Context: an optimization exercise on an open-source flow, tuned for small area. The choices shown serve that exercise and are no tape-out recipe.
The RTL was checked by simulation tests, not by an equivalence proof against the original design.
Not every run is shown, and edits may drop behaviour that the tests do not exercise.

--- flow/run.sh ---
#!/bin/bash
# synth_recipe.tcl (not shown) runs the flow's synth.tcl, then flattens the netlist and writes it again
# the make line also repeats each setting of config.mk as NAME=value (left out here)
make -C /OpenROAD-flow-scripts/flow DESIGN_CONFIG=/design/flow/config.mk WORK_HOME=/design/flow/orfs CLKGATE_MAP_FILE= SYNTH_SCRIPT=/design/flow/synth_recipe.tcl finish
--- flow/config.mk ---
export PLATFORM = sky130hd
export DESIGN_NAME = UltrasonicController
export DESIGN_NICKNAME = UltrasonicController
export VERILOG_FILES = /design/flow/design.v
export SDC_FILE = /design/flow/constraint.sdc
export NUM_CORES = 4
export LEC_CHECK = 0
export CAP_MARGIN = 20
export CORE_MARGIN = 2
export CORE_UTILIZATION = 40
export SLEW_MARGIN = 20
--- flow/constraint.sdc ---
create_clock -name core_clock -period 10.0 [get_ports {clk}]
set_input_delay 2.0000 -clock core_clock [delete_from_list [all_inputs] [get_ports {clk}]]
set_output_delay 2.0000 -clock core_clock [all_outputs]
set_load 0.01 [all_outputs]
--- flow/design.v ---
`timescale 1ns / 1ps
module UltrasonicController
(
    input clk, 
    input rst,
    output reg us_trig_pin,
    input  us_echo_pin,
    output reg [6:0]  seg,
    output reg [3:0]  an,
    output reg [11:0] led 
);
reg echo ;
reg trigger ;
reg [31:0] trig_counter; 
reg [31:0] timer_counter; 
reg [11:0] i; 
reg [11:0] i_temp;
reg [11:0] i_bcd ;
reg [16:0] anot_counter; 
reg [1:0]  anot_indicator ; 
always @(posedge clk) begin
  if (rst) begin
    anot_counter  <= 0;
    trig_counter  <= 0;
    timer_counter <= 0;
    i             <= 0;
    i_temp        <= 0;
    i_bcd         <= 0;
    echo          <= 0;
    us_trig_pin   <= 0;
    an            <= 4'b1111;
    seg           <= 7'b1111111;
    led           <= 12'b0;
  end
  else begin
    anot_counter <= anot_counter + 1;
    case (anot_counter[16:15])
        2'b00 : an <= 4'b1110;
        2'b01 : an <= 4'b1101;
        2'b10 : an <= 4'b1011;
        default : an <= 4'b0111;
    endcase
    echo <= us_echo_pin;
    if (trig_counter == 6000000) begin  
        trig_counter <= 0;
    end
    else begin
        trig_counter <= trig_counter + 1; 
    end
    if(trig_counter < 1000) begin  
        us_trig_pin <= 1;
    end
    else begin
        us_trig_pin <= 0;
    end
    if(us_echo_pin == 1) begin
        if (timer_counter == 5882) begin
            timer_counter <= 0; 
            i <= i + 1; 
            i_temp <= i;
        end
        else begin
            timer_counter <= timer_counter + 1;
        end 
    end
    if(us_echo_pin == 0) begin
        i <= 0 ; 
    end
    if      (i_temp < 5)  led <= 12'b000000000001; 
    else if (i_temp < 10) led <= 12'b000000000011;
    else if (i_temp < 15) led <= 12'b000000000111;
    else if (i_temp < 20) led <= 12'b000000001111;
    else if (i_temp < 25) led <= 12'b000000011111;
    else if (i_temp < 30) led <= 12'b000000111111;
    else if (i_temp < 35) led <= 12'b000001111111;
    else if (i_temp < 40) led <= 12'b000011111111;
    else if (i_temp < 45) led <= 12'b000111111111;
    else if (i_temp < 50) led <= 12'b001111111111;
    else if (i_temp < 55) led <= 12'b011111111111;
    else                  led <= 12'b111111111111;
    if (i_temp < 10)       i_bcd <= i_temp; 
    else if (i_temp < 20)  i_bcd <= i_temp + 6;
    else if (i_temp < 30)  i_bcd <= i_temp + 12;
    else if (i_temp < 40)  i_bcd <= i_temp + 18;
    else if (i_temp < 50)  i_bcd <= i_temp + 24;
    else if (i_temp < 60)  i_bcd <= i_temp + 30;
    else if (i_temp < 70)  i_bcd <= i_temp + 36;
    else if (i_temp < 80)  i_bcd <= i_temp + 42;
    else if (i_temp < 90)  i_bcd <= i_temp + 48;
    else if (i_temp < 100) i_bcd <= i_temp + 54;
    else                   i_bcd <= 12'b100010001000;
    if (an == 4'b1110) begin
        case(i_bcd[3:0])
            4'b0000 : seg <= 7'b1000000;
            4'b0001 : seg <= 7'b1111001;
            4'b0010 : seg <= 7'b0100100;
            4'b0011 : seg <= 7'b0110000;
            4'b0100 : seg <= 7'b0011001;
            4'b0101 : seg <= 7'b0010010;
            4'b0110 : seg <= 7'b0000010;
            4'b0111 : seg <= 7'b1111000;
            4'b1000 : seg <= 7'b0000000;
            default : seg <= 7'b0010000;
        endcase
    end
    if (an == 4'b1101) begin
        case(i_bcd[7:4])
            4'b0000 : seg <= 7'b1000000;
            4'b0001 : seg <= 7'b1111001;
            4'b0010 : seg <= 7'b0100100;
            4'b0011 : seg <= 7'b0110000;
            4'b0100 : seg <= 7'b0011001;
            4'b0101 : seg <= 7'b0010010;
            4'b0110 : seg <= 7'b0000010;
            4'b0111 : seg <= 7'b1111000;
            4'b1000 : seg <= 7'b0000000;
            default : seg <= 7'b0010000;
        endcase
    end
    if (an == 4'b1011) begin
        case(i_bcd[11:8])
            4'b0000 : seg <= 7'b1000000;
            4'b0001 : seg <= 7'b1111001;
            4'b0010 : seg <= 7'b0100100;
            4'b0011 : seg <= 7'b0110000;
            4'b0100 : seg <= 7'b0011001;
            4'b0101 : seg <= 7'b0010010;
            4'b0110 : seg <= 7'b0000010;
            4'b0111 : seg <= 7'b1111000;
            4'b1000 : seg <= 7'b0000000;
            default : seg <= 7'b0010000;
        endcase
    end
    if (an == 4'b0111) begin
        seg <= 7'b1111111;
    end
  end
end
endmodule
**Run 1: signal wires by layer**

Bar = 50 um.
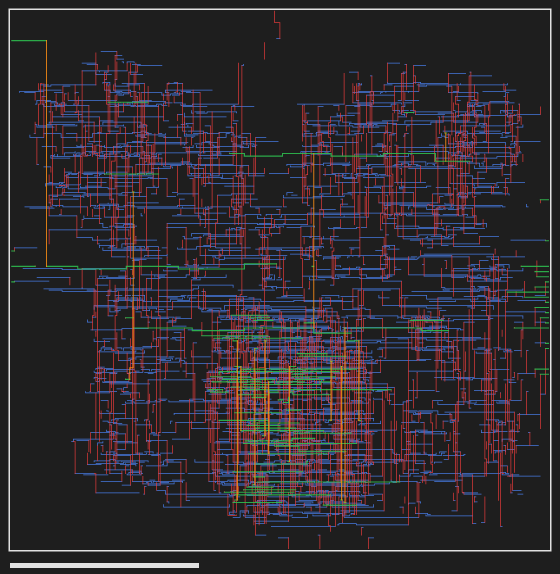
| layer | colour | wire length |
|---|---|---|
| met2 | red | 7730 um |
| met4 | orange | 447 um |
| met3 | green | 1020 um |
| met1 | blue | 8650 um |

**Run 1: floorplan with the power grid**

Pins as bars on the die edge. Tap cells in grey.
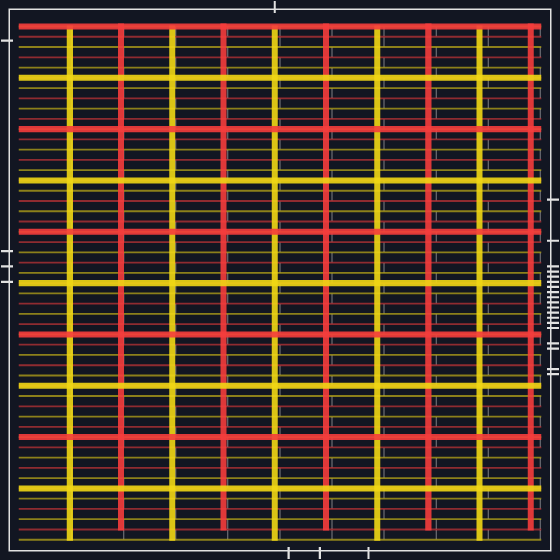
| net | colour |
|---|---|
| VDD | red |
| VSS | yellow |
met5 straps: 10
rows: 50
signal pins: 27
met4 straps: 10

**Run 1: signal wires on met3**

Bar = 50 um.
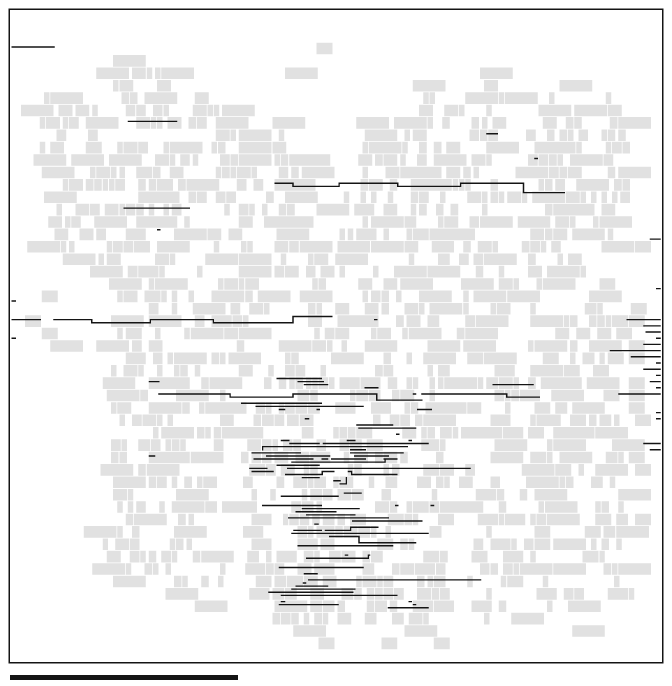
share of all routed wire: 5.7%
longest straight run: 40.0 um
wire length on this layer: 1020 um
via count: 6460
Routed Wire Length: 17.85 mm
global routing usage on met3: 4.661%

**Run 1: clock tree after CTS**

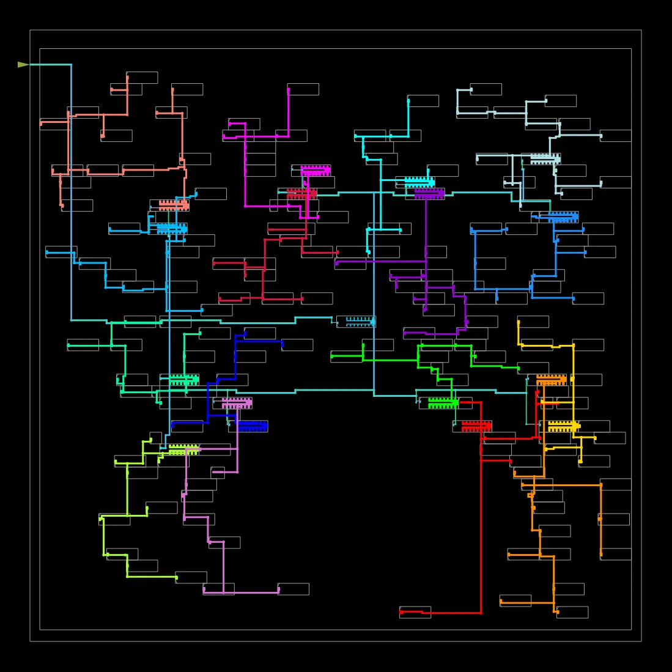
CTS buffer count: 17
number of sequential cells: 150
CTS sink cnt: 150

==> run 1: stage by stage <==
| stage | cell area, um2 | worst slack, ps | hold WS (ps) |
|---|---|---|---|
| 2_1_floorplan | 7761 | 6239 | 410.2 |
| 3_3_place_gp | 8227 | 5406 | 427.7 |
| 3_5_place_dp | 8227 | 5350 | 432.4 |
| 4_1_cts | 8772 | 5625 | 446.0 |
| 5_1_grt | 8772 | 5299 | 464.5 |
| 6_report | 8772 | 5619 | 443.1 |
==> run 1: logic make-up after synthesis <==
family	Yosys count	synth area share, %
multiplexers	17	2.263
flip-flops	150	38.80
AO/OA/AOI/OAI	164	14.45
XOR/XNOR	81	9.167
buffers and inverters	70	3.541
AND/OR/NAND/NOR	411	26.18
adder cells (fa/ha/maj)	34	5.497
other	2	0.09705
==> run 1: layout by cell type, fill, tap and decap left out, types with 3 or more instances in the layout <==
cell / Yosys / routed
nor4bb_1: 4 / 4
or2_2: 3 / 3
a211o_1: 3 / 3
nor2b_1: 7 / 7
o211ai_1: 12 / 12
mux2i_1: 16 / 16
a21o_1: 9 / 9
ha_1: 34 / 34
o2111ai_1: 3 / 3
clkinvlp_4: 0 / 4
xnor2_1: 28 / 28
conb_1: 2 / 8
clkbuf_16: 0 / 17
xor2_1: 53 / 53
o21a_1: 3 / 3
nand3_1: 34 / 34
a21oi_1: 48 / 48
buf_4: 0 / 4
nand4_1: 29 / 29
clkdlybuf4s50_1: 0 / 26
inv_1: 30 / 30
a31oi_1: 5 / 5
nor3_1: 22 / 22
clkinv_2: 0 / 4
o311a_1: 4 / 4
nand2b_1: 4 / 4
nor4_1: 12 / 12
and2_1: 11 / 11
nand2_1: 107 / 107
a211oi_1: 4 / 4
a311oi_1: 4 / 4
and4_1: 8 / 8
and3_1: 15 / 15
dfxtp_1: 150 / 150
or4_1: 3 / 3
o21ai_0: 38 / 38
or3_1: 19 / 19
o31ai_1: 3 / 3
nor2_1: 118 / 118
==> run 1: metal layers <==
metal  vias up  part of all wire [%]  global-route usage [%]  wire, um
met3        31                   5.7                   4.661      1021
met5         -                     0                       0         0
li1       3284                     -                       -         -
met2       181                    43                   27.20      7734
met1      2964                    48                   25.02      8649
met4         0                   2.5                   7.243       447
==> out/results.ini, run 1 <==
[route]
wire_per_inst_um=14.69
drt_iter0_drc=374
drc=0
firstDrtPassIters=5

[finish]
antenna_cells=0
drive_gt1_share_pct=5.026
multiInputGateArea_um2=4496
multi_input_area_share_pct=51.25
nMultiInputCombCells=715
seq_share_pct=34.23
dominant_cells=multi-input combinational cells
syn_to_final_growth_pct=13.35
post-route-util_pct=46.58

[clock_network]
path_clk_slew_ps=60
hold_buffers=0
cts_max_level=4
insertion_delay_ps=420
cts_resized=0
cts_tree=yes

[synthesis]
synth-edff-count=0
ys_seq_area_share_pct=38.80
syn_area_um2=7739
yosysMostFrequentCell=dfxtp_1
yosysTopAreaCell=dfxtp_1
ys_warn_count=1
synth_top_area_share_pct=38.80
synth.avg_cell_area_um2=8.330
synth-seq-cells=150

[timing]
worst_pin_slew_ps=1037
slew_headroom_pct=30.71
fmax_mhz=228.3
post-route-period-util_pct=43.81
rsz0062_at_grt=no

[setup_path]
cp_top_family=compound AO/OA/AOI/OAI gates
worstPathMaxFanout=24
start_kind=flop
rrSetupSlack_ps=5620
cp_num_buf_inv=2
reg2reg_depth=12
required_ps=10320

[placement]
portBuffers=26
placed_cells=1185

[global_route]
grt_pass1_wl_mm=29.97
globalRouteTotalUtil_pct=18.21

[die]
die_x_um=143.1
rows=50
die_y_um=143.1

[run_status]
outcome=timing/DRC/antenna clean

[min_path]
hold_start=anot_counter[0]
hold_end=anot_counter[0]

[flow_run]
drv_cap=0

**Run 1: wiring heat map**

Bar = 50 um. 29 x 29 tiles, from white (low) to dark blue (high), scaled to the fullest tile. Values are wire area over tile area, all layers added.
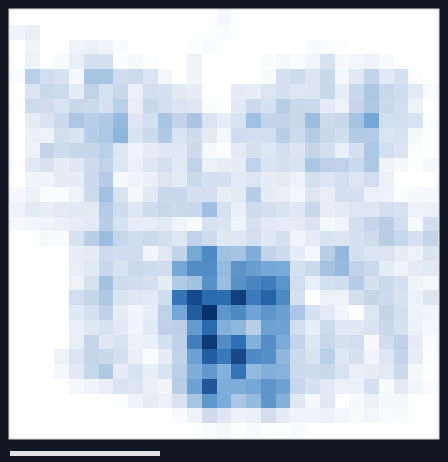

--- run 2 (diff from run 1) ---
==> flow/design.v (replaced) <==
`timescale 1ns / 1ps
module UltrasonicController
(
    input clk,
    input rst,
    output us_trig_pin,
    input  us_echo_pin,
    output [6:0]  seg,
    output [3:0]  an,
    output [11:0] led
);
reg        r1;
reg        e1, e2;
reg [22:0] T;
reg [16:0] A;
reg [12:0] Tm;
reg [6:0]  cnt;
reg        flag;
function [6:0] pat;
    input [3:0] d;
    case (d)
        4'd0 : pat = 7'b1000000;
        4'd1 : pat = 7'b1111001;
        4'd2 : pat = 7'b0100100;
        4'd3 : pat = 7'b0110000;
        4'd4 : pat = 7'b0011001;
        4'd5 : pat = 7'b0010010;
        4'd6 : pat = 7'b0000010;
        4'd7 : pat = 7'b1111000;
        4'd8 : pat = 7'b0000000;
        default : pat = 7'b0010000;
    endcase
endfunction
wire       step  = e2 && (Tm == 13'd5882);
wire [6:0] cnt_n = !step ? cnt : !flag ? 7'd0 : (cnt == 7'd100) ? cnt : cnt + 7'd1;
wire [16:0] A_n = A + 17'd1;
always @(posedge clk) begin
    r1 <= rst;
    e1 <= us_echo_pin;
    e2 <= e1 & ~r1;
    if (r1) begin
        T    <= 0;
        A    <= 17'h1ffff;
        Tm   <= 0;
        cnt  <= 0;
        flag <= 0;
    end
    else begin
        T    <= (T == 23'd6000000) ? 23'd0 : T + 23'd1;
        A    <= A_n;
        if (e2) Tm <= (Tm == 13'd5882) ? 13'd0 : Tm + 13'd1;
        cnt  <= cnt_n;
        flag <= e2 && (step || flag);
    end
end
assign us_trig_pin = !r1 && (T < 23'd1000);
assign an = r1 ? 4'b1111 :
            (A_n[16:15] == 2'd0) ? 4'b1110 :
            (A_n[16:15] == 2'd1) ? 4'b1101 :
            (A_n[16:15] == 2'd2) ? 4'b1011 : 4'b0111;
reg [11:0] therm;
integer k;
always @* begin
    for (k = 0; k < 12; k = k + 1)
        therm[k] = (cnt_n >= 5 * k);
end
assign led = r1 ? 12'd0 : therm;
wire       big   = (cnt >= 7'd100);
wire [3:0] tens  = cnt / 10;
wire [3:0] units = cnt % 10;
wire [3:0] digit = (A[16:15] == 2'd0) ? (big ? 4'd8 : units) :
                   (A[16:15] == 2'd1) ? (big ? 4'd8 : tens) :
                                        (big ? 4'd8 : 4'd0);
assign seg = (r1 || A[16:15] == 2'd3) ? 7'b1111111 : pat(digit);
endmodule
**Run 2: wiring heat map**

Bar = 20 um. 21 x 21 tiles, from white (low) to dark blue (high), scaled to the fullest tile. Values are wire area over tile area, all layers added.
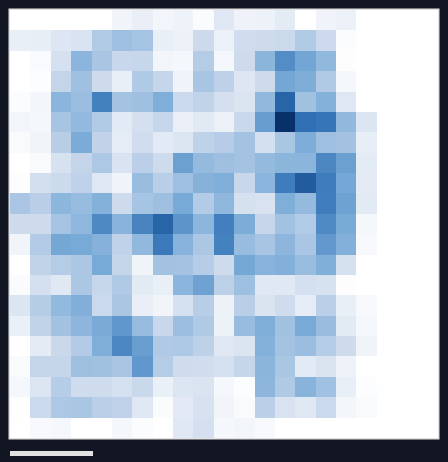
nearly empty tiles: 23%
mean over tiles: 0.13
densest ninth of the die: centre
fullest tile: 0.56
tiles over half the peak: 8.6%
emptiest ninth of the die: lower right
via count: 3564
Tot GR Track Use: 17.63%
Routed Wire Length: 8.792 mm

**Run 2: clock tree after CTS**

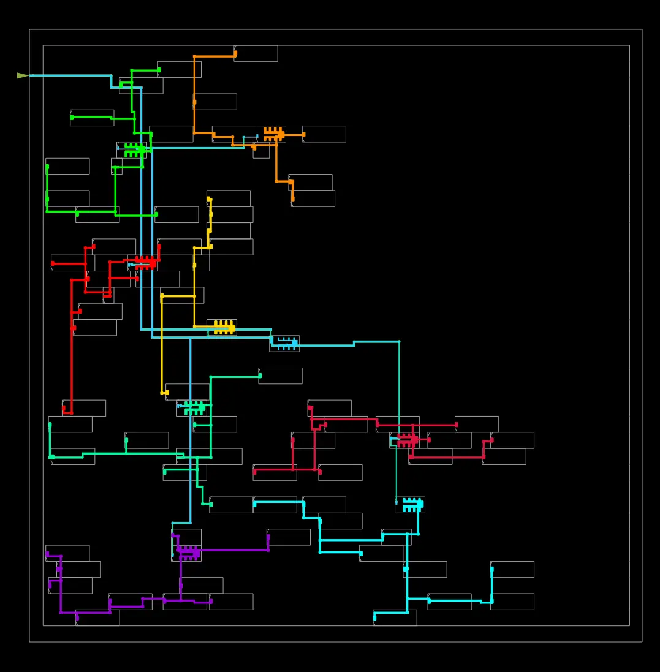
clock root buffer: clkbuf_8
htree depth: 3
number of sequential cells: 64
CTS buffer count: 9
CTS sink cnt: 64

==> run 2 against run 1 <==
Compared with the run above:
- global-route usage is 0.58 points lower
- die area shrank 48%
- cell area is 49% lower
- first-iteration DRC count is 61% lower
- sequential share of layout area shrank 5.6 points
- wire length shrank 51%
- highest routed layer unchanged
==> out/results.ini, run 2 <==
[finish]
antenna_cells=0  ; unchanged
layout_common_cells=nor2_1, dfxtp_1, nand2_1, nand3_1
stdcell_area_um2=4482  ; -49%
post-route-util_pct=46.28  ; -0.31 points
syn_to_final_growth_pct=13.57
mostFrequentLayoutCell=nor2_1
drive_gt1_share_pct=5.461  ; +0.44 points

[placement]
portBuffers=26  ; unchanged
placed_cells=648  ; -45%
place_area_um2=4267  ; -48%

[timing]
rsz0062_at_grt=no
slew_headroom_pct=34.98  ; +4.3 points
fmax_mhz=146.6  ; -36%
hold_ws_ps=405.2  ; -37.90 ps
worst_pin_slew_ps=967.1  ; -69.80 ps

[global_route]
grt_pass1_wl_mm=15.10  ; -50%

[synthesis]
synth_top_area_share_pct=32.47  ; -6.3 points
synth-seq-cells=64  ; -57%
synth.avg_cell_area_um2=7.678  ; -7.8%
syn_area_um2=3946  ; -49%
ys_warn_count=1  ; unchanged
synth-edff-count=0  ; unchanged
yosysMostFrequentCell=nor2_1
ys_seq_area_share_pct=32.47  ; -6.3 points

[route]
drc=0  ; unchanged
drt_iter0_drc=144  ; -61%
wire_per_inst_um=13.24  ; -9.9%

[setup_path]
worstPathMaxFanout=25  ; +4.2%
required_ps=8000  ; -2320 ps
start_kind=flop
reg2reg_depth=7  ; -5

[die]
ios=27
die_y_um=103.3  ; -28%
rows=36  ; -28%
die_x_um=103.3  ; -28%

[clock_network]
path_clk_slew_ps=70  ; about the same
hold_buffers=0  ; unchanged
insertion_delay_ps=340  ; -80 ps
cts_tree=yes
cts_resized=0  ; unchanged

[run_status]
outcome=timing/DRC/antenna clean

==> run 2: cell types whose count changed after synthesis, moves of 9 or more <==
cell,previous run,this run
clkbuf_1,34,17
o21ai_0,38,21
nor2_1,118,69
ha_1,34,14
dfxtp_1,150,64
a21oi_1,48,24
xor2_1,53,26
nand4_1,29,10
nand2_1,107,55
xnor2_1,28,18
or3_1,19,7
inv_1,30,21
mux2i_1,16,2
==> run 2: cell families (layout without fill, tap and decap cells) <==
kind of cell             count (synthesis)  count (layout)  share of synthesized area (%)
AO/OA/AOI/OAI                          103             103                          17.82
XOR/XNOR                                44              44                          9.765
adder cells (fa/ha/maj)                 14              14                          4.439
buffers and inverters                   46              63                          4.851
flip-flops                              64              64                          32.47
multiplexers                             3               3                         0.8877
AND/OR/NAND/NOR                        240             240                          29.77
==> run 2: worst paths after layout <==
| path | startpoint | slack (ps) | to |
|---|---|---|---|
| setup reg to reg | Tm[0] | 7350 | cnt[4] |
| setup / recovery | cnt[4] | 3180 | seg[4] |
| hold / removal | A[0] | 410 | A[0] |
| hold reg to reg | A[0] | 410 | A[0] |
==> run 2: critical path, cell delays in order (launching register included) <==
cell and delay (ps):
dfxtp_1 820, nor2_1 110, inv_1 90, ha_1 240
and3b_1 310, and3_1 220, o21ai_0 140, a41o_4 380
o311a_1 360, a211oi_2 390, inv_1 120, ha_1 230
nor4_1 290, a211oi_1 90, o21ai_1 140, clkdlybuf4s50_1 540
==> run 2: cell type report <==
class	count	area [um2]
Clock buffer	11	151.4
Clock inverter	5	55.05
Fill cell	960	5202
Inverter	21	78.83
Multi-Input combinational cell	404	2489
Sequential cell	64	1281
Tap cell	133	166.4
Timing Repair Buffer	26	260.3
==> run 2: metal layers <==
| layer | GRT usage, % | vias up | part of all wire [%] |
|---|---|---|---|
| li1 | - | 1851 | - |
| met1 | 23.58 | 1664 | 49 |
| met2 | 28.52 | 37 | 48 |
| met3 | 2.957 | 12 | 2.3 |
| met4 | 6.781 | 0 | 1.6 |
| met5 | 0 | - | 0 |
**Run 2: floorplan with the power grid**

Pins as bars on the die edge. Tap cells in grey.
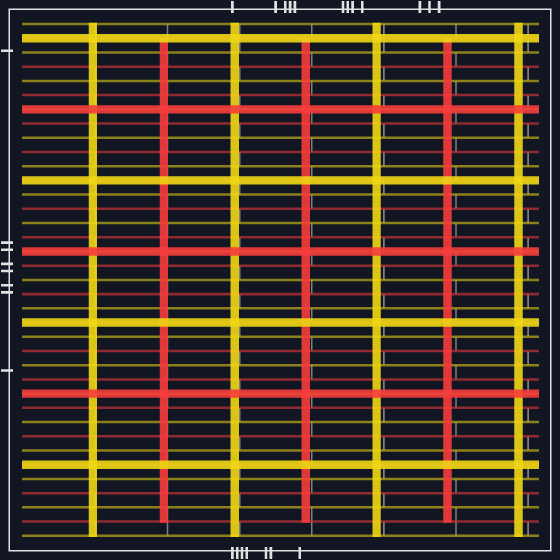

--- run 3 (diff from run 2) ---
==> flow/design.v (replaced) <==
`timescale 1ns / 1ps
module UltrasonicController
(
    input clk,
    input rst,
    output us_trig_pin,
    input  us_echo_pin,
    output [6:0]  seg,
    output [3:0]  an,
    output [11:0] led
);
reg        r1;
reg        e1, e2;
reg [9:0]  TL;
reg [12:0] TH;
reg [14:0] AL;
reg [1:0]  AH;
reg [12:0] Tm;
reg [3:0]  du, dt;
reg        dh;
reg        flag;
function [6:0] pat;
    input [3:0] d;
    case (d)
        4'd0 : pat = 7'b1000000;
        4'd1 : pat = 7'b1111001;
        4'd2 : pat = 7'b0100100;
        4'd3 : pat = 7'b0110000;
        4'd4 : pat = 7'b0011001;
        4'd5 : pat = 7'b0010010;
        4'd6 : pat = 7'b0000010;
        4'd7 : pat = 7'b1111000;
        4'd8 : pat = 7'b0000000;
        default : pat = 7'b0010000;
    endcase
endfunction
wire tl_wrap = (TL == 10'd690);
wire th_wrap = (TH == 13'd4818);
wire tl_fb   = ~(TL[9] ^ TL[6]);
wire th_fb   = ~(TH[12] ^ TH[11]);
wire al_zero = (AL[13:0] == 14'd0);
wire al_last = al_zero & ~AL[14];
wire al_fb   = AL[14] ^ AL[13] ^ al_zero;
wire [1:0] AH_n = AH + {1'b0, al_last};
wire tm_wrap = (Tm == 13'd3520);
wire tm_fb   = ~(Tm[12] ^ Tm[11]);
wire step    = e2 & tm_wrap;
reg [3:0] du_n, dt_n;
reg       dh_n;
always @* begin
    du_n = du; dt_n = dt; dh_n = dh;
    if (step) begin
        if (!flag) begin
            du_n = 0; dt_n = 0; dh_n = 0;
        end
        else if (!dh) begin
            if (du == 4'd9) begin
                du_n = 0;
                if (dt == 4'd9) dh_n = 1'b1;
                else            dt_n = dt + 4'd1;
            end
            else du_n = du + 4'd1;
        end
    end
end
always @(posedge clk) begin
    r1 <= rst;
    e1 <= us_echo_pin;
    e2 <= e1 & ~r1;
    if (r1 | tl_wrap | th_wrap) TL <= 0;
    else                        TL <= {TL[8:0], tl_fb};
    if (r1 | th_wrap)           TH <= 0;
    else if (tl_wrap)           TH <= {TH[11:0], th_fb};
    if (r1) begin
        AL   <= 0;
        AH   <= 2'd3;
        Tm   <= 0;
        du   <= 0;
        dt   <= 0;
        dh   <= 0;
        flag <= 0;
    end
    else begin
        AL   <= {AL[13:0], al_fb};
        AH   <= AH_n;
        if (e2) Tm <= tm_wrap ? 13'd0 : {Tm[11:0], tm_fb};
        du   <= du_n;
        dt   <= dt_n;
        dh   <= dh_n;
        flag <= e2 & (step | flag);
    end
end
assign us_trig_pin = ~r1 & (TH == 13'd0);
assign an = r1 ? 4'b1111 :
            (AH_n == 2'd0) ? 4'b1110 :
            (AH_n == 2'd1) ? 4'b1101 :
            (AH_n == 2'd2) ? 4'b1011 : 4'b0111;
reg [11:0] therm;
integer k;
always @* begin
    for (k = 0; k < 12; k = k + 1)
        if (k % 2 == 0) therm[k] = dh_n | (dt_n >= k / 2);
        else            therm[k] = dh_n | (dt_n > k / 2) | ((dt_n == k / 2) & (du_n >= 4'd5));
end
assign led = r1 ? 12'd0 : therm;
wire [3:0] digit = dh ? 4'd8 :
                   (AH == 2'd0) ? du :
                   (AH == 2'd1) ? dt : 4'd0;
assign seg = (r1 || AH == 2'd3) ? 7'b1111111 : pat(digit);
endmodule
**Run 3: floorplan with the power grid**

Pins as bars on the die edge. Tap cells in grey.
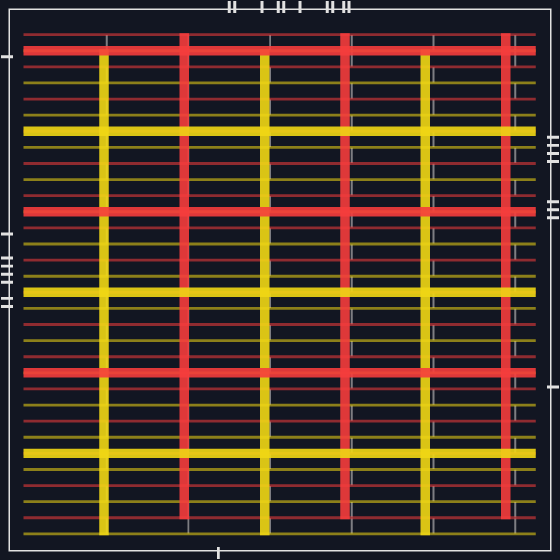
| net | colour |
|---|---|
| VSS | yellow |
| VDD | red |
met5 straps: 6
rows: 31
signal pins: 27
met4 straps: 6

**Run 3: signal wires by layer**

Bar = 20 um.
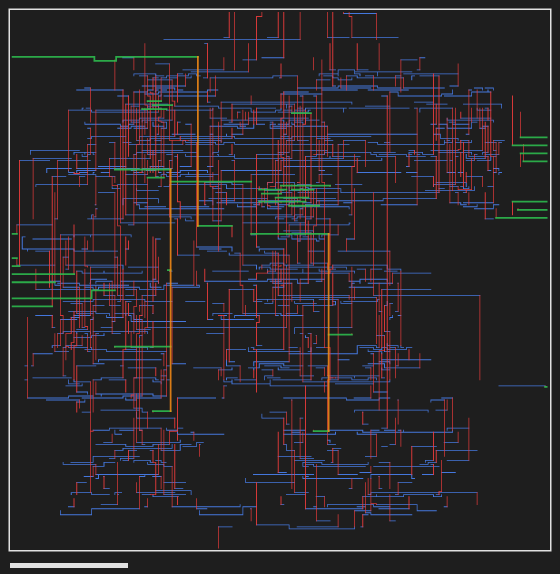
| layer | colour | wire length |
|---|---|---|
| met3 | green | 230 um |
| met4 | orange | 103 um |
| met1 | blue | 3100 um |
| met2 | red | 2650 um |

==> run 3 against run 2 <==
Compared with the run above:
- largest cell class unchanged
- critical path type unchanged
- register-to-register slack got worse by 190 ps
- via count shrank 33%
==> out/results.ini, run 3 <==
[setup_path]
required_ps=8000  ; about the same
slowest_stage=dfxtp_1
worstPathMaxFanout=22  ; -12%
slowest_delay_ps=870  ; +50 ps
crit_path_end_kind=output port
crit_type=reg2out
crit_chain=or3b_2 -> or4_4 -> nor3_1 -> o2bb2ai_2 -> nand2_1 -> or4_1 -> nand3_1 -> clkdlybuf4s50_1
start_kind=flop

[die]
die_x_um=91.20  ; -12%
start_util_pct=41.71
core-area_um2=7292
rows=31  ; -14%
ios=27  ; unchanged
die_y_um=91.20  ; -12%
die_area_um2=8317

[global_route]
grt_max_degree=41
grt_pass1_wl_mm=10.08  ; -33%
antenna_found_initial=0
grt_pass1_vias=2110
globalRouteTotalUtil_pct=14.99  ; -2.6 points

[clock_network]
cts_resized=0  ; unchanged
cts_max_level=3  ; unchanged
hold_buffers=0  ; unchanged
insertion_delay_ps=350  ; about the same
post-cts-setup-buffer-count=0
path_clk_slew_ps=80  ; about the same
cts_tree=yes
clockBufferDepth=2
cts_buffers=9  ; unchanged
numClockSinks=66  ; +3.1%
root_buffer=clkbuf_8

[route]
routed_wl_mm=6.083  ; -31%
drt_iter0_drc=192  ; +33%
ant_nets=0
drc=0  ; unchanged
wire_per_inst_um=12.94  ; -2.3%
via_per_inst=5.062
vias=2379  ; -33%

[timing]
hold_ws_ps=431.1  ; +25.90 ps
worst_pin_slew_ps=882.7  ; -84.37 ps
post-route-period-util_pct=62.17
slew_violations=0
slew_headroom_pct=40.98  ; +6.0 points
tns_ps=0
setup_viol=0
hold_viol=0
fin_skew_ps=13.70
fmax_mhz=160.8  ; +9.7%
finalCriticalPeriod_ps=6217
rsz0062_at_grt=no

[min_path]
hold_path_class=reg2reg

[synthesis]
ys_warn_count=1  ; unchanged
synth.avg_cell_area_um2=8.894  ; +16%
syn_area_um2=3042  ; -23%
synth_top_flop_cell=dfxtp_1
synth.distinct_cells=52
synth_area_leaders=dfxtp_1, mux2i_1, nor2_1
synth_top_area_share_pct=43.44  ; +11 points
yosysTopAreaCell=dfxtp_1
ys_seq_area_share_pct=43.44  ; +11 points
syn_inst=342
synthArstFlopShare_pct=0
synth-edff-count=0  ; unchanged
netlist_top_cells_count=dfxtp_1, nor2_1, mux2i_1
yosysMostFrequentCell=dfxtp_1
synth-seq-cells=66  ; +3.1%

[finish]
layout_common_cells=dfxtp_1, nor2_1, clkdlybuf4s50_1, mux2i_1
largest_reg_flops=15
mostFrequentLayoutCell=dfxtp_1
reg.largest.list=AL (15), TH (13), Tm (13)
drive_gt1_share_pct=8.625  ; +3.2 points
syn_to_final_growth_pct=17.19
stdcell_area_um2=3565  ; -20%
final_nets=379
antenna_cells=0  ; unchanged
largest-register=AL

[placement]
dp_hpwl_mm=4.214
portBuffers=26  ; unchanged
place_area_um2=3382  ; -21%

[run_status]
outcome=timing/DRC/antenna clean

[flow_run]
drv_cap=0

[run 3: through the flow]
stage | util [%] | cells | setup slack (ps)
floorplan | - | 342 | 5494
CTS | 48.88 | 470 | 3782
global route | 48.88 | 470 | 3611
global placement | 46.38 | 454 | 4254
detailed placement | 46.38 | 454 | 4191
finish | 48.88 | 470 | 3783
[run 3: worst max-delay path, delay by kind of cell (launching register included)]
kind / cells / cell delay (ps)
buffers and inverters: 1 / 560
AO/OA/AOI/OAI: 1 / 180
flip-flops: 1 / 870
AND/OR/NAND/NOR: 6 / 2260
[run 3: logic make-up after synthesis]
family,share of synthesized area [%]
AOI/OAI and AO/OA,10.78
xor gates and xnor gates,1.728
DFF,43.44
adders and majority gates,4.114
and+or+nand+nor,27.64
muxes,8.227
buffers and inverters,4.072
[run 3: routing by layer]
metal	wire (um)	up-vias	track usage, %	part of all wire [%]
met4	102	0	6.061	1.7
met1	3101	1086	20.81	51
met3	230	10	4.232	3.8
li1	-	1233	-	-
met2	2649	50	21.85	44
met5	0	-	0	0
[run 3: final timing paths]
path / from / slack (ps) / depth (start not counted) / end
max: e2 / 3780 / 8 / led[5]
min: TL[3] / 430 / 2 / TL[4]
max reg2reg: e2 / 7160 / 5 / dt[3]
min reg2reg: TL[3] / 430 / 2 / TL[4]
[run 3: area by class of cell]
type                    instances  area [um2]
clock buffers                   9       123.9
clock inverters                 7       58.81
fillers                       724        3727
inverters                      16       60.06
multi-input cells             245        1602
flip-flops and latches         66        1321
well taps                      99       123.9
repair buffers                 28       275.3
**Run 3: signal wires on met3**

Bar = 20 um.
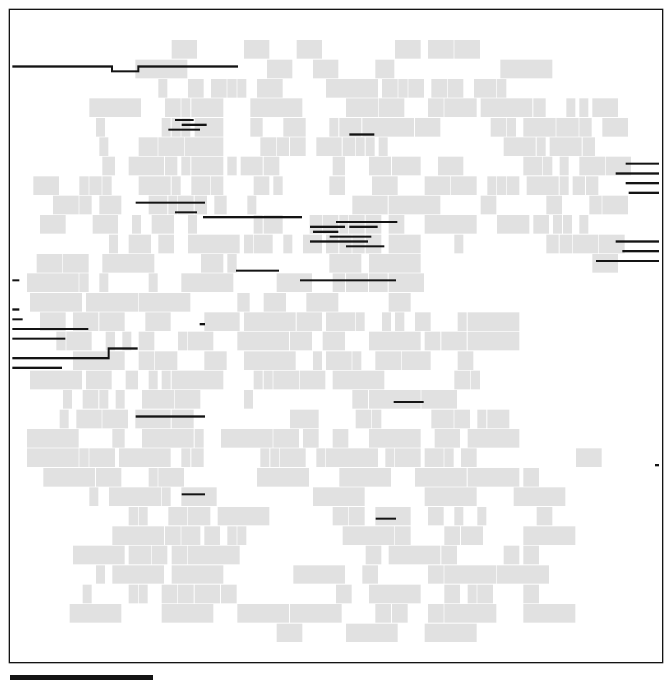

--- run 4 (diff from run 3) ---
==> flow/design.v (replaced) <==
`timescale 1ns / 1ps
module UltrasonicController
(
    input clk,
    input rst,
    output us_trig_pin,
    input  us_echo_pin,
    output [6:0]  seg,
    output [3:0]  an,
    output [11:0] led
);
localparam [22:0] T_LAST  = 23'h3e217b;
localparam [22:0] T_999   = 23'h044111;
localparam [22:0] T_999M  = 23'h054511;
localparam [12:0] TM_LAST = 13'h0dc0;
localparam [22:0] TODD    = 23'h2aaaaa;
localparam [14:0] AODD    = 15'h2aaa;
reg        r1;
reg        e1, e2;
reg [22:0] T;
reg        q;
reg [14:0] AL;
reg [1:0]  AH;
reg [12:0] Tm;
reg [4:0]  m;
reg [2:0]  u;
reg        flag;
function [6:0] pat;
    input [3:0] d;
    case (d)
        4'd0 : pat = 7'b1000000;
        4'd1 : pat = 7'b1111001;
        4'd2 : pat = 7'b0100100;
        4'd3 : pat = 7'b0110000;
        4'd4 : pat = 7'b0011001;
        4'd5 : pat = 7'b0010010;
        4'd6 : pat = 7'b0000010;
        4'd7 : pat = 7'b1111000;
        4'd8 : pat = 7'b0000000;
        default : pat = 7'b0010000;
    endcase
endfunction
wire [22:0] Tl    = T ^ TODD;
wire        t_fb  = ~(Tl[22] ^ Tl[17]);
wire        t_clr = r1 | (T == T_LAST);
wire        t_999 = ((T & T_999M) == T_999);
wire [14:0] ALl     = AL ^ AODD;
wire        al_zero = (ALl[13:0] == 14'd0);
wire        al_last = al_zero & ~ALl[14];
wire        al_fb   = ALl[14] ^ ALl[13] ^ al_zero;
wire [1:0]  AH_n    = AH + {1'b0, al_last};
wire tm_last = (Tm == TM_LAST);
wire tm_fb   = ~(Tm[12] ^ Tm[11]);
wire step    = e2 & tm_last;
wire       sat = (m == 5'd20);
reg  [4:0] m_n;
reg  [2:0] u_n;
always @* begin
    m_n = m; u_n = u;
    if (step) begin
        if (!flag) begin
            m_n = 0; u_n = 0;
        end
        else if (!sat) begin
            if (u == 3'd4) begin
                u_n = 0; m_n = m + 5'd1;
            end
            else u_n = u + 3'd1;
        end
    end
end
always @(posedge clk) begin
    r1 <= rst;
    e1 <= us_echo_pin;
    e2 <= e1 & ~r1;
    T <= t_clr ? 23'd0 : ({Tl[21:0], t_fb} ^ TODD);
    q <= t_clr | (q & ~t_999);
    if (r1) begin
        AL   <= AODD;
        AH   <= 2'd3;
        Tm   <= 0;
        m    <= 0;
        u    <= 0;
        flag <= 0;
    end
    else begin
        AL   <= {ALl[13:0], al_fb} ^ AODD;
        AH   <= AH_n;
        if (e2) Tm <= tm_last ? 13'd0 : {Tm[11:0], tm_fb};
        m    <= m_n;
        u    <= u_n;
        flag <= e2 & (step | flag);
    end
end
assign us_trig_pin = ~r1 & q;
assign an = r1 ? 4'b1111 :
            (AH_n == 2'd0) ? 4'b1110 :
            (AH_n == 2'd1) ? 4'b1101 :
            (AH_n == 2'd2) ? 4'b1011 : 4'b0111;
reg [11:0] therm;
integer k;
always @* begin
    for (k = 0; k < 12; k = k + 1)
        therm[k] = (m_n >= k);
end
assign led = r1 ? 12'd0 : therm;
wire [3:0] units = {1'b0, u} + (m[0] ? 4'd5 : 4'd0);
wire [3:0] tens  = {1'b0, m[4:1]};
wire [3:0] digit = sat ? 4'd8 :
                   (AH == 2'd0) ? units :
                   (AH == 2'd1) ? tens : 4'd0;
assign seg = (r1 || AH == 2'd3) ? 7'b1111111 : pat(digit);
endmodule
**Run 4: signal wires on met3**

Bar = 20 um.
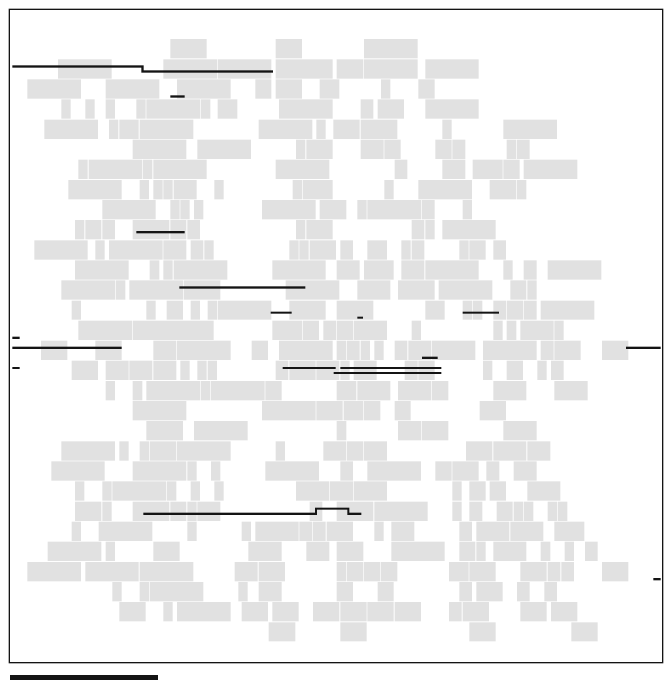
share of all routed wire: 2.8%
nets with wire on the layer: 12
longest straight run: 23.2 um
wire length on this layer: 155 um
main direction: horizontal
via count: 2180
global routing usage on met3: 4.104%
Routed Wire Length: 5.510 mm

**Run 4: floorplan with the power grid**

Pins as bars on the die edge. Tap cells in grey.
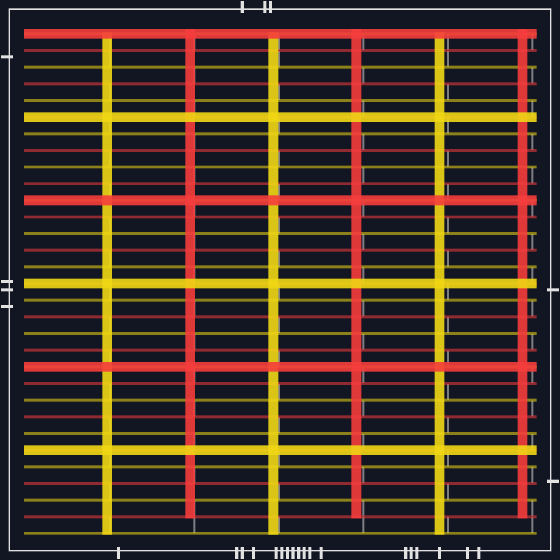
| net | colour |
|---|---|
| VDD | red |
| VSS | yellow |
met4 straps: 6
met5 straps: 6
rows: 30
met1 rails: 31
die width: 88.21 um
core area: 6832 um2
Die Height: 88.21 um

==> run 4 against run 3 <==
Compared with the run above:
- critical endpoint is now led[3]
- first-iteration DRC count shrank 47%
- die area shrank 6.4%
- hold slack lost 35 ps
- global-route usage grew 1.1 points
- core utilization grew 0.44 points
- critical path type unchanged
- worst setup slack gained 950 ps
==> out/results.ini, run 4 <==
[run_status]
outcome=timing/DRC/antenna clean

[timing]
worst_pin_slew_ps=649.5  ; -233.3 ps
post-route-period-util_pct=52.71  ; -9.5 points
fmax_mhz=189.7  ; +18%
rsz0062_at_grt=no
finalCriticalPeriod_ps=5271  ; -946.6 ps
slew_violations=0  ; unchanged

[clock_network]
clockBufferDepth=2  ; unchanged
insertion_delay_ps=340  ; about the same
cts_max_level=3  ; unchanged
hold_buffers=0  ; unchanged
numClockSinks=66  ; unchanged
path_clk_slew_ps=80  ; about the same
post-cts-setup-buffer-count=0  ; unchanged
cts_tree=yes

[setup_path]
worstPathMaxFanout=10  ; -55%
reg2reg_from=Tm[0]
reg2reg_depth=5  ; unchanged
cp_top_family=simple AND/OR/NAND/NOR gates
slowest_delay_ps=610  ; -260 ps
rrSetupSlack_ps=7750  ; +590 ps
slowest_stage=or4_4
crit_type=reg2out
required_ps=8000  ; about the same
start_kind=flop

[finish]
drive_gt1_share_pct=12.98  ; +4.4 points
syn_to_final_growth_pct=18.79
fillCellCount=689  ; -4.8%
layout_common_cells=dfxtp_1, nor2_1, nand2_1, clkdlybuf4s50_1, a21oi_1
largest_reg_flops=23  ; +8
reg.largest.list=T (23), AL (15), Tm (13)
largest-register=T
multiInputGateArea_um2=1410  ; -12%
final_nets=349  ; -7.9%
ff_latch_area_um2=1323  ; about the same

[synthesis]
ys_seq_area_share_pct=46.58  ; +3.1 points
yosysTopAreaCell=dfxtp_1
netlist_top_cells_count=dfxtp_1, nor2_1, nand2_1
syn_area_um2=2836  ; -6.7%
synthArstFlopShare_pct=0  ; unchanged
synth_area_leaders=dfxtp_1, nor2_1, ha_1
yosysMostFrequentCell=dfxtp_1
synth-edff-count=0  ; unchanged
synth-seq-cells=66  ; unchanged
synth.distinct_cells=57  ; +9.6%
syn_inst=310  ; -9.4%
ys_warn_count=1  ; unchanged
synth_top_flop_cell=dfxtp_1

[die]
rows=30  ; -3.2%
die_area_um2=7781  ; -6.4%
start_util_pct=41.52  ; -0.19 points
ios=27  ; unchanged

[route]
dr_wl_met2_mm=2.492  ; -5.9%
ant_nets=0  ; unchanged
drt_iter0_drc=101  ; -47%
via_per_inst=5.011  ; -0.99%
wl_met3_um=154  ; -33%
wl_met1_mm=2.777  ; -10%
route.top_layer_used=met4

[placement]
dp_hpwl_mm=3.898  ; -7.5%
portBuffers=26  ; unchanged

[min_path]
hold_start=AL[12]
hold_end=AL[13]
hold_depth=1  ; -1

[global_route]
globalRouteTotalUtil_pct=16.14  ; +1.1 points

-- run 4: cell types whose count changed in the layout (fill, tap and decap cells not counted), moves of 3 or more --
| cell | before | now |
|---|---|---|
| nor2_1 | 52 | 56 |
| a21oi_1 | 10 | 14 |
| nor4b_1 | 3 | 0 |
| nor2b_1 | 23 | 4 |
| and2_1 | 9 | 4 |
| a21oi_2 | 0 | 7 |
| nand2_1 | 23 | 26 |
| inv_1 | 16 | 10 |
| a31oi_1 | 8 | 1 |
| mux2i_1 | 25 | 12 |
| nor4_1 | 6 | 1 |
-- run 4: worst max path at each step --
stage                         to  slack [ps]  depth (start not counted)  start
after global routing      led[3]        4580                          6  Tm[0]
after detailed placement  led[3]        5110                          6  Tm[0]
after global placement    led[3]        5140                          7  Tm[0]
after CTS                 led[3]        4730                          6  Tm[0]
after floorplan           seg[4]        5820                          8   m[0]
final                     led[3]        4730                          6  Tm[0]
-- run 4: kinds of logic after synthesis --
group           after synthesis  share of synthesized area [%]
compound gates               52                          13.06
xor+xnor                      5                          1.544
fa+ha+maj                    12                          5.293
buf+inv                      25                          3.705
flops                        66                          46.58
mux                          13                          4.632
simple gates                137                          25.19
-- run 4: layer usage --
| layer | vias up | track usage, % |
|---|---|---|
| met5 | - | 0 |
| met4 | 0 | 7.025 |
| met3 | 7 | 4.104 |
| met2 | 23 | 24.74 |
| met1 | 1028 | 21.60 |
| li1 | 1122 | - |
-- run 4: final cells by class --
cell class / count / share of cell area, %
multi-input cells: 219 / 41.85
flip-flops and latches: 66 / 39.25
repair buffers: 27 / 7.947
clock buffers: 10 / 4.085
well taps: 96 / 3.565
clock inverters: 6 / 2.079
inverters: 11 / 1.225
-- run 4: stage by stage --
| stage | instance area (um2) | util, % | instances | hold slack [ps] |
|---|---|---|---|---|
| after global placement | 3162 | 46.28 | 419 | 372.7 |
| after CTS | 3369 | 49.32 | 435 | 397.7 |
| after detailed placement | 3162 | 46.28 | 419 | 379.5 |
| after global routing | 3369 | 49.32 | 435 | 412.6 |
| final | 3369 | 49.32 | 435 | 396.0 |
| after floorplan | 2836 | - | 310 | 362.2 |

## port drivers added, routing unchanged
No port has a modelled driver above. Below, the same layouts with a new extraction and two added sets of constraints. Step 1 sets driving cells, clkbuf_16 on the clock port and buf_2 on the other inputs (assumed; they add their load-dependent delay and slew). Step 2 also shifts input and output timing later by t, the mid clock arrival at the registers, as if the neighbouring blocks saw the same clock. a / b / c = ideal ports / drivers / drivers and shift; a / b = the first two.
run | t, ns | slack for setup (ns) | worst setup path at the end | pins driven straight from the clock port
run 1 | 0.460 | 5.619 / 5.619 / 5.357 | input to register | 1
run 2 | 0.369 | 3.177 / 3.145 / 3.514 | register to output | 1
run 3 | 0.370 | 3.783 / 3.755 / 4.125 | register to output | 1
run 4 | 0.363 | 4.729 / 4.702 / 5.065 | register to output | 1
After both steps every run listed still meets setup and hold. For run 1, which loses most, drivers alone change the setup slack by 0.000 ns; drivers and shift together by -0.262 ns.
